This design comes from an exercise in tuning for small area, a short achievable clock period and few clock cycles on the open sky130 flow, not from production work.
Function was checked by simulation only, so behaviour that the tests miss may differ from the original.
Power figures rest on the tool's default switching activity, not on a simulated workload.

File: run.sh
#!/bin/bash
# synth_recipe.tcl (not shown) runs the flow's synth.tcl, then flattens the netlist and writes it again
# the make line also repeats each setting of config.mk as NAME=value (left out here)
make -C /OpenROAD-flow-scripts/flow DESIGN_CONFIG=/design/flow/config.mk WORK_HOME=/design/flow/orfs CLKGATE_MAP_FILE= SYNTH_SCRIPT=/design/flow/synth_recipe.tcl finish
File: config.mk
export PLATFORM = sky130hd
export DESIGN_NAME = systolic_mm
export DESIGN_NICKNAME = systolic_mm
export VERILOG_FILES = /design/flow/design.v
export SDC_FILE = /design/flow/constraint.sdc
export NUM_CORES = 4
export LEC_CHECK = 0
export CAP_MARGIN = 20
export CORE_MARGIN = 2
export CORE_UTILIZATION = 40
export SLEW_MARGIN = 20
File: constraint.sdc
create_clock -name core_clock -period 7.0 [get_ports {clk}]
set_input_delay 1.4000 -clock core_clock [delete_from_list [all_inputs] [get_ports {clk}]]
set_output_delay 1.4000 -clock core_clock [all_outputs]
set_load 0.01 [all_outputs]
File: design.v
module PE (
  input wire clk,
  input wire rst_n,
  input wire [7:0]in_a,
  input wire [7:0]in_b,
  input wire reset_PE,
  output reg [7:0]out_a,
  output reg [7:0]out_b,
  output reg [7:0]out_c
);
reg [7:0] temp_c;
always @(posedge clk or negedge rst_n)begin 
  if(!rst_n)begin
    out_c  <= 0;
    out_a  <= 0;
    out_b  <= 0;
  end  
  else if(reset_PE) begin
    out_c  <= 0;
    out_a  <= 0;
    out_b  <= 0;
  end
  else begin
      out_c  <= out_c + in_a*in_b;
      out_a  <= in_a;
      out_b  <= in_b;
  end    
end
endmodule
module controller (
  input wire clk,
  input wire rst_n,
  input wire start,
  input wire [7:0] value_a,
  input wire [7:0] value_b,
  output reg [10:0] addr_a,
  output reg [10:0] addr_b,
  output reg en_a,
  output reg en_b,
  output reg [7:0] in_a0,
  output reg [7:0] in_a1,
  output reg [7:0] in_a2,
  output reg [7:0] in_a3,
  output reg [7:0] in_b0,
  output reg [7:0] in_b1,
  output reg [7:0] in_b2,
  output reg [7:0] in_b3,
  output reg reset_PE,
  output reg out_valid
);
  reg [7:0] a [0:15];
  reg [7:0] b [0:15];
  reg [7:0] k;
  reg [7:0] i,i_next;
  reg [7:0] j,j_next;
  reg       [ 3:0] state, state_next;
  parameter [ 3:0] IDLE    = 4'b0000;
  parameter [ 3:0] LOAD    = 4'b0001;
  parameter [ 3:0] CATCH   = 4'b0010;
  parameter [ 3:0] RST_PE  = 4'b0011;
  parameter [ 3:0] stage1  = 4'b0100;
  parameter [ 3:0] stage2  = 4'b0101;
  parameter [ 3:0] stage3  = 4'b0110;
  parameter [ 3:0] stage4  = 4'b0111;
  parameter [ 3:0] stage5  = 4'b1000;
  parameter [ 3:0] stage6  = 4'b1001;
  parameter [ 3:0] stage7  = 4'b1010;
  parameter [ 3:0] stage8  = 4'b1011;
  parameter [ 3:0] stage9  = 4'b1100;
  parameter [ 3:0] stage10 = 4'b1101;
  parameter [ 3:0] stage11 = 4'b1110;
  parameter [ 3:0] OUT     = 4'b1111;
always@ (posedge clk or negedge rst_n) begin
  if(!rst_n)begin
    state <= IDLE;
    en_a <= 0;
    en_b <= 0;
  end  
  else begin
    en_a <= 1;
    en_b <= 1;
    state <= state_next;
  end
end
always@ (posedge clk) begin
    i <= i_next;
    j <= j_next;
    if(state == CATCH) begin
       a[j] <= value_a;
       b[j] <= value_b;
    end
end
always@* begin
  case(state)
      IDLE:begin
        if(start)
          state_next = LOAD;
        else
          state_next = IDLE;
      end
      LOAD:begin
          state_next = CATCH;
      end
      CATCH:begin
        if(j!=15)
          state_next = LOAD;
        else
          state_next = RST_PE; 
      end
      RST_PE:begin
         state_next = stage1;
      end
      stage1:begin
         state_next = stage2;
      end
      stage2:begin
         state_next = stage3;
      end
      stage3:begin
         state_next = stage4;
      end
      stage4:begin
         state_next = stage5;
      end
      stage5:begin
         state_next = stage6;
      end
      stage6:begin
         state_next = stage7;
      end
      stage7:begin
         state_next = stage8;
      end
      stage8:begin
         state_next = stage9;
      end
      stage9:begin
         state_next = stage10;
      end
      stage10:begin
         state_next = stage11;
      end
      stage11:begin
         state_next = OUT;
      end
      OUT :begin
         state_next = LOAD;
      end
  endcase 
end  
always@* begin
  case(state)
      IDLE:begin
       addr_a = 0;
       addr_b = 0;
       out_valid = 0;
       reset_PE = 0;
       i_next=0;
       j_next=0;
      end
      LOAD:begin
       addr_a = {i ,{4{1'b0}}}  + j;
       addr_b = {i ,{4{1'b0}}}  + j;
       out_valid = 0;
       reset_PE = 1;
       i_next=i;
       j_next=j;
      end
      CATCH:begin
       addr_a = {i ,{4{1'b0}}}  + j;
       addr_b = {i ,{4{1'b0}}}  + j;
       out_valid = 0;
       reset_PE = 1;
       if(j!=15)begin
         i_next = i;
         j_next = j+1;
       end
       else begin
         i_next = i+1;
         j_next = 0;
       end
      end
      RST_PE:begin
         addr_a = 0;
         addr_b = 0;
         out_valid = 0;
         reset_PE = 0;
         i_next=i;
         j_next=0;
      end 
      OUT:begin
         addr_a = 0;
         addr_b = 0;
         out_valid = 1;
         reset_PE = 0;
         i_next=i;
         j_next=0;
      end
      default:begin
         addr_a = 0;
         addr_b = 0;
         out_valid = 0;
         reset_PE = 0;
         i_next=i;
         j_next=0;
      end
  endcase 
end  
always@* begin
  case(state)
      stage1:begin
         in_a0 = a[0];
         in_a1 = 0; 
         in_a2 = 0;
         in_a3 = 0;
         in_b0 = b[0];
         in_b1 = 0;
         in_b2 = 0;
         in_b3 = 0;
      end
      stage2:begin
         in_a0 = a[1];
         in_a1 = a[4]; 
         in_a2 = 0;
         in_a3 = 0;
         in_b0 = b[4];
         in_b1 = b[1];
         in_b2 = 0;
         in_b3 = 0;
      end
      stage3:begin
         in_a0 = a[2];
         in_a1 = a[5]; 
         in_a2 = a[8];
         in_a3 = 0;
         in_b0 = b[8];
         in_b1 = b[5];
         in_b2 = b[2];
         in_b3 = 0;
      end
      stage4:begin
         in_a0 = a[3];
         in_a1 = a[6]; 
         in_a2 = a[9];
         in_a3 = a[12];
         in_b0 = b[12];
         in_b1 = b[9];
         in_b2 = b[6];
         in_b3 = b[3];
      end
      stage5:begin
         in_a0 = 0;
         in_a1 = a[7]; 
         in_a2 = a[10];
         in_a3 = a[13];
         in_b0 = 0;
         in_b1 = b[13];
         in_b2 = b[10];
         in_b3 = b[7];
      end
      stage6:begin
         in_a0 = 0;
         in_a1 = 0; 
         in_a2 = a[11];
         in_a3 = a[14];
         in_b0 = 0;
         in_b1 = 0;
         in_b2 = b[14];
         in_b3 = b[11];
      end
      stage7:begin
         in_a0 = 0;
         in_a1 = 0; 
         in_a2 = 0;
         in_a3 = a[15];
         in_b0 = 0;
         in_b1 = 0;
         in_b2 = 0;
         in_b3 = b[15];
      end
      default : begin
         in_a0 = 0;
         in_a1 = 0; 
         in_a2 = 0;
         in_a3 = 0;
         in_b0 = 0;
         in_b1 = 0;
         in_b2 = 0;
         in_b3 = 0;
      end
  endcase 
end  
endmodule
module systolic_mm (
  input  wire        clk,
  input  wire        rst_n,
  input  wire        start,
  input  wire [7:0]  q_a,
  input  wire [7:0]  q_b,
  output wire [10:0] addr_a,
  output wire        en_a,
  output wire [10:0] addr_b,
  output wire        en_b,
  output wire        out_valid,
  output wire [7:0]  out_c0,
  output wire [7:0]  out_c1,
  output wire [7:0]  out_c2,
  output wire [7:0]  out_c3,
  output wire [7:0]  out_c4,
  output wire [7:0]  out_c5,
  output wire [7:0]  out_c6,
  output wire [7:0]  out_c7,
  output wire [7:0]  out_c8,
  output wire [7:0]  out_c9,
  output wire [7:0]  out_c10,
  output wire [7:0]  out_c11,
  output wire [7:0]  out_c12,
  output wire [7:0]  out_c13,
  output wire [7:0]  out_c14,
  output wire [7:0]  out_c15
);
  wire [7:0] in_a0,in_a1,in_a2,in_a3;
  wire [7:0] in_b0,in_b1,in_b2,in_b3;
  wire [7:0] a0_1,a1_2,a2_3 ,a4_5,a5_6,a6_7 ,a8_9,a9_10,a10_11,a12_13,a13_14,a14_15;
  wire [7:0] b0_4,b4_8,b8_12,b1_5,b5_9,b9_13,b2_6,b6_10,b10_14,b3_7  ,b7_11 ,b11_15;
  wire [7:0] x0,x1,x2,x3,x4,x5,x6,x7;
  wire reset_PE;
  PE pe0 (clk,rst_n,in_a0 ,in_b0 ,reset_PE ,a0_1  ,b0_4  ,out_c0);
  PE pe1 (clk,rst_n,a0_1  ,in_b1 ,reset_PE ,a1_2  ,b1_5  ,out_c1);
  PE pe2 (clk,rst_n,a1_2  ,in_b2 ,reset_PE ,a2_3  ,b2_6  ,out_c2);
  PE pe3 (clk,rst_n,a2_3  ,in_b3 ,reset_PE ,x0    ,b3_7  ,out_c3);
  PE pe4 (clk,rst_n,in_a1 ,b0_4  ,reset_PE ,a4_5  ,b4_8  ,out_c4);
  PE pe5 (clk,rst_n,a4_5  ,b1_5  ,reset_PE ,a5_6  ,b5_9  ,out_c5);
  PE pe6 (clk,rst_n,a5_6  ,b2_6  ,reset_PE ,a6_7  ,b6_10 ,out_c6);
  PE pe7 (clk,rst_n,a6_7  ,b3_7  ,reset_PE ,x1    ,b7_11 ,out_c7);
  PE pe8 (clk,rst_n,in_a2 ,b4_8  ,reset_PE ,a8_9  ,b8_12 ,out_c8);
  PE pe9 (clk,rst_n,a8_9  ,b5_9  ,reset_PE ,a9_10 ,b9_13 ,out_c9);
  PE pe10(clk,rst_n,a9_10 ,b6_10 ,reset_PE ,a10_11,b10_14,out_c10);
  PE pe11(clk,rst_n,a10_11,b7_11 ,reset_PE ,x2    ,b11_15,out_c11);
  PE pe12(clk,rst_n,in_a3 ,b8_12 ,reset_PE ,a12_13,x4    ,out_c12);
  PE pe13(clk,rst_n,a12_13,b9_13 ,reset_PE ,a13_14,x5    ,out_c13);
  PE pe14(clk,rst_n,a13_14,b10_14,reset_PE ,a14_15,x6    ,out_c14);
  PE pe15(clk,rst_n,a14_15,b11_15,reset_PE ,x3    ,x7    ,out_c15);
  controller ctrl(
    .clk(clk),
    .rst_n(rst_n),
    .start(start),
    .value_a(q_a),
    .value_b(q_b),
    .addr_a(addr_a),
    .addr_b(addr_b),
    .en_a(en_a),
    .en_b(en_b),
    .in_a0(in_a0),
    .in_a1(in_a1),
    .in_a2(in_a2),
    .in_a3(in_a3),
    .in_b0(in_b0),
    .in_b1(in_b1),
    .in_b2(in_b2),
    .in_b3(in_b3),
    .reset_PE(reset_PE),
    .out_valid(out_valid)
  );
endmodule
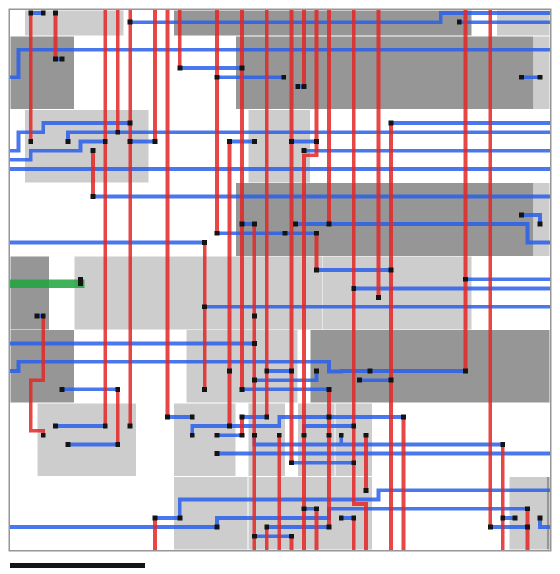
**Above:** close-up of the layout.
The bar under the picture is 5 microns long. Region (68, 68) to (88, 88) microns. Cells in gray, sequential cells in the stronger gray; small squares are vias.
red -> M2
blue -> M1
green -> M3
most frequent = nand2_1 (4), edfxtp_1 (3), nor2_2 (2)
cells with their middle in the window = 16
sequential cells in the window = 3
netlist names of flops here include = ctrl.a (3)

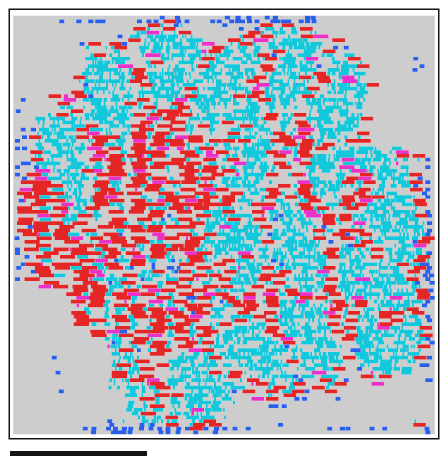
**Above:** placed cells, one color a class.
The bar under the picture is 100 microns long. Fill, decap, tap and diode cells in gray.
magenta -> clock drivers and dummy loads  # cells 132, share of their area 5.8%
cyan -> remaining logic cells  # cells 2614, share of their area 51%
red -> sequential cells  # cells 596, share of their area 39%
blue -> remaining buffers and delay cells  # cells 193, share of their area 4.6%
Site Rows: 112
Final Cell Area: 0.0433 sq mm

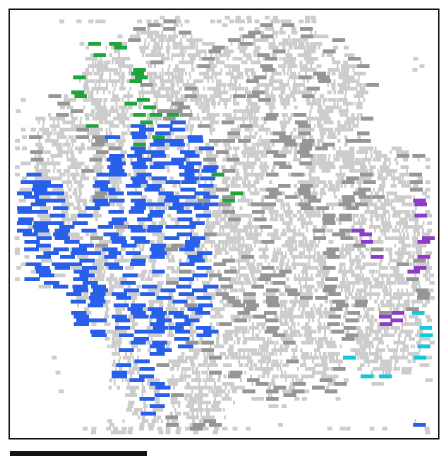
**Above:** flops by top-level scope.
The bar under the picture is 100 microns long. Other sequential cells in the stronger gray, the rest of the logic in the fainter gray.
cyan -> pe15  # sequential cells 8, where south-east
purple -> pe11  # sequential cells 16, where east
blue -> ctrl  # sequential cells 276
green -> pe1  # sequential cells 24
not colored = 272
Die Footprint: 0.0971 sq mm
Final Non-Filler Cells: 4791
fin util: 46.4%

==> impl_results.md <==
- Status: timing/DRC/antenna clean
- CP peak stage delay: 770 ps
- CP top delay family: adder cells
- Initial drt markers: 1220
- Final hold vios: 0
- CTS tree: yes
- Filler cells: 8659
- Layout cells sized above 1: 5.86%
- TritonCTS Buffers: 72
- Root Buffer: clkbuf_16
- Syn_nets: 3897
- Switch Pwr: 6.34 mW
- Slowest cell on crit path: dfrtp_1
- Synth unique cells: 53
- Async SR Flop Fraction: 54.5%
- Tcrit/Tclk final: 85.3%
- Detail Route Antenna Nets: 0
- Maximum clock insertion buffer count: 3
- PortBufs: between 150 and 200
- Core area: slightly above 0.09 sq mm
- Hold Crit Depth: 1
- Hold Path Origin: pe7.out_b[7]
- Hold endpoint: pe11.out_b[7]
- CP Depth: 19
- Post-synth EDFFs: 271
- Worst Setup Path Type: flop to flop
- HPWL Detailed: 64200 microns
- First-pass GRT wire length: around 140000 microns
- R2r startpoint: ctrl.state[1]
- Post-synthesis sequential area ratio: 43.0%
- Yosys warns: 2
- Number of detailed-routing iterations run before antenna repair: 5
- R2r setup slk: 1030 ps
- Total Power: 16.1 mW
- Clk latency of the worst-skew pair: between 600 and 700 ps
- Critical Path End Type: flop
- Multi-input gate area: 0.0190 sq mm
- Die height: 312 microns
- Gate power share: 40.6%
- FF-to-FF path depth: 19
- Initial antenna violation count: 2
- Final net count: a little over 4k
- Die X: ~310 microns
- Drt via density: 4.73
- Commonest cells post-synth: inv_1, and2_1, nand2_1
- TNS Setup: 0 ps
- Worst endpoint required time: around 7500 ps
- H-Tree Depth: 3
- F_max: 168 MHz
- Unrepaired setup endpoints after global routing: no
- Internal power: 9.75 mW
- Post-synth top area cell: edfxtp_1
- Post-synthesis cell area: between 0.03 and 0.04 sq mm
- Vias in the first global route: 24.4k
- # Post-CTS Setup Buffers: 0
- Most used cell, CP: fa_1
- Ys flop type: dfrtp_1
- Worst setup SP type: flop
- Max-slew headroom: roughly 29%
- Critical path arrival: about 6400 ps
- Worst Hold Class: flop to flop
- GPL Wtd Cong: approximately 0.86
- Max-slew violation count: 0
- Total global routing overflow: 0
- Clock share of power: between 20% and 30%
- Crit path buffers/inverters: 5
- PwrDens: about 370 mW/mm^2
- Max cap viols: 0
- CP cell instances: nor2b_2, buf_4, buf_4, a22oi_1, o21ai_1, nand2_1, fa_1, fa_1, inv_1, fa_1, inv_1, fa_1, inv_1, ha_1, a21oi_1, xnor2_1, xnor3_1, xnor3_1, nor2_1
- Setup violations, final: 0
- Count leader, synth: inv_1
- DRC Markers: 0
- Largest net degree at the start of global routing: 200
- Sw Share: between 30% and 40%
- Initial Util: approximately two fifths
- P&R area growth vs syn: 14.5%
- Resize count post-CTS: 0
- Post-layout min period: 5970 ps
- I/O Pins: 172
- Register area: 0.0163 sq mm
- Tightest Pin Transition: roughly 1100 ps
- Crit-path max FO: 17
- Lkg Pwr: 19.8 nW
- Top cell type's share of synthesized area: 21.5%
- Share of power burned in registers: between 30% and 40%
- Peak supply drop: 0.000236 V
- Largest regs: ctrl.a x128, ctrl.b x128
- Synthesized area per cell: 11.4 sq um
- Leading post-synthesis cells by cell area: edfxtp_1, dfrtp_1, fa_1
- Seq cells post-synth: 596
- Synth Instances: 3308
- CTS clock-pin slew for the worst setup and hold paths: 60 ps
- Worst R2R End: pe12.out_c[7]
- CTS Hold Bufs: 0
Testbench counts, summed over its fixed seeds: cycles 92,160.
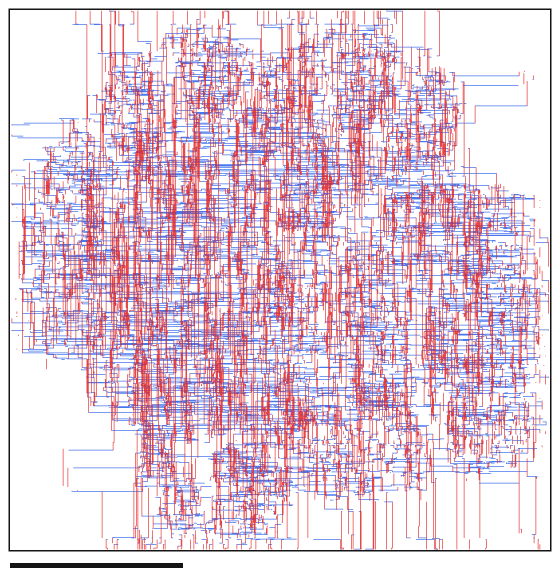
**Above:** wiring by layer.
The bar under the picture is 100 microns long. Only two layers are drawn.
blue -> M1  # wire length 38.2 mm
red -> M2  # wire length 43.6 mm
DR WL/cell: 18.2 microns
Vias: 22.7k
GRT Util Overall: 18.7%
total wire length: 87200 microns

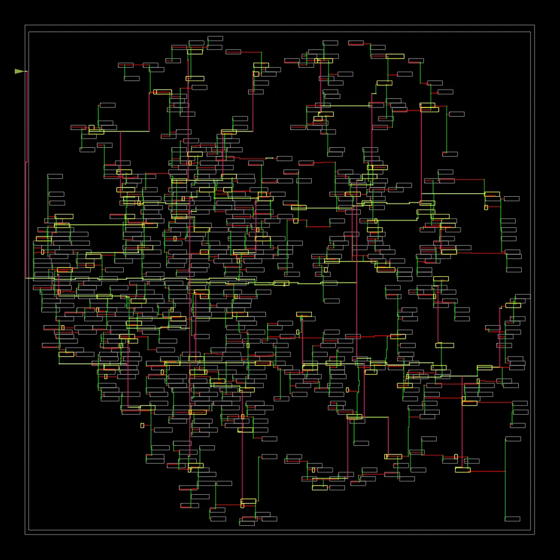
**Above:** clock nets.
Layout Skew: 42.2 ps
CTS sink count: 596

-- logic make-up (layout without fill, tap and decap cells) --
logic type / Yosys count / count (layout) / synth area share [%]
mux: 48 / 48 / 1.77
other cells: 1 / 3 / 0.00991
fa+ha+maj: 570 / 570 / 24.6
compound gates: 194 / 194 / 3.74
buf+inv: 658 / 885 / 6.99
flops: 596 / 596 / 43.0
xor+xnor: 287 / 287 / 7.23
simple gates: 954 / 954 / 12.7
-- how the worst max path moves through the flow --
stage | startpoint | end | slack (ps)
final | ctrl.state[1] | pe12.out_c[7] | 1030
after global routing | ctrl.state[1] | pe12.out_c[7] | 680
after CTS | ctrl.state[1] | pe12.out_c[7] | 1050
after detailed placement | ctrl.state[1] | pe12.out_c[7] | 1040
after global placement | ctrl.state[0] | pe1.out_c[7] | 1160
after floorplan | ctrl.state[1] | pe4.out_c[7] | 1990
-- final cells by class --
class | count | share of cell area [%]
clock buffers | 106 | 4.64
inverters | 560 | 4.85
well taps | 1254 | 3.62
repair buffers | 193 | 4.45
flip-flops and latches | 596 | 37.5
diodes | 2 | 0.0115
multi-input cells | 2054 | 43.9
clock inverters | 26 | 0.964
-- worst reg2reg max path, stage by stage (launching register included) --
cell,delay [ps]
dfrtp_1,770
nor2b_2,420
buf_4,300
buf_4,230
a22oi_1,110
o21ai_1,400
nand2_1,180
fa_1,470
fa_1,490
inv_1,60
fa_1,520
inv_1,50
fa_1,470
inv_1,40
ha_1,290
a21oi_1,160
xnor2_1,140
xnor3_1,440
xnor3_1,230
nor2_1,50
-- metrics by stage --
stage / instances / worst slack, ps / area (sq um) / utilization [%] / hold slack [ps]
global route: 4789 / 681 / 43300 / 46.4 / 488
global placement: 4656 / 1160 / 40900 / 43.7 / 468
floorplan: 3308 / 1990 / 37800 / - / 446
finish: 4791 / 1030 / 43300 / 46.4 / 470
CTS: 4789 / 1050 / 43300 / 46.4 / 470
detailed placement: 4657 / 1040 / 40900 / 43.8 / 469
-- power by group through the flow --
stage | clock network [mW] | registers [mW] | logic, mW
CTS | 3.92 | 5.79 | 6.68
finish | 3.80 | 5.75 | 6.54
global route | 4.06 | 5.90 | 7.48
detailed placement | 0 | 5.85 | 6.61
global placement | 0 | 5.86 | 6.49
floorplan | 0 | 5.22 | 4.69
-- metal layers --
| metal | GRT usage [%] | part of all wire (%) | up-vias |
|---|---|---|---|
| li1 | - | - | 10700 |
| met1 | 24.5 | 44 | 11400 |
| met5 | 0 | 0 | - |
| met3 | 2.80 | 3.8 | 117 |
| met4 | 5.25 | 2.4 | 0 |
| met2 | 32.1 | 50 | 393 |
-- cells in the final DEF, fill, tap and decap left out, types with 5 or more instances in the layout --
| cell | count |
|---|---|
| o21ai_0 | 13 |
| nand2_1 | 387 |
| o21ai_2 | 11 |
| inv_1 | 560 |
| clkdlybuf4s50_1 | 170 |
| nor2b_1 | 6 |
| clkbuf_16 | 73 |
| clkinv_2 | 9 |
| o22ai_1 | 6 |
| and3b_1 | 18 |
| mux2i_1 | 33 |
| a21o_1 | 34 |
| a21oi_1 | 37 |
| and3_1 | 7 |
| edfxtp_1 | 271 |
| xnor2_1 | 212 |
| nor2_1 | 90 |
| bufinv_16 | 7 |
| clkbuf_1 | 27 |
| buf_4 | 18 |
| a22oi_1 | 48 |
| nand3_1 | 6 |
| fa_1 | 289 |
| xor2_1 | 57 |
| nand2b_1 | 5 |
| o22ai_2 | 10 |
| mux4_2 | 15 |
| xnor3_1 | 14 |
| ha_1 | 281 |
| o21ai_1 | 13 |
| clkbuf_8 | 6 |
| and2_1 | 402 |
| a22oi_2 | 7 |
| dfrtp_1 | 324 |
| nor2_2 | 9 |

[afterwards: timing with drivers on the ports]
The results above use ideal ports. As a check the final layout listed here was re-extracted and re-timed, cells and wires unchanged. Step 1 (the two cells are an assumption about what drives the block):
set clk [get_ports {clk}]
set_driving_cell -lib_cell sky130_fd_sc_hd__clkbuf_16 $clk
set_driving_cell -lib_cell sky130_fd_sc_hd__buf_2 [delete_from_list [all_inputs] $clk]
Step 2 moves the port delays by t, midway between the first and last clock arrival at a register: inputs arrive t later, outputs are due t later. That takes back most of the time a late clock gives input paths. a / b / c = no drivers / after step 1 / after step 2; a / b = the first two.
t (ns): 0.684
slack for setup (ns): 1.032 / 1.032 / 1.032
clock arrival spread, ns: 0.043 / 0.043
slew at the worst register clock pin (ns): 0.06 / 0.06
After both steps this run still meets setup and hold. For this run, drivers alone change the setup slack by 0.000 ns; drivers and shift together by 0.000 ns.
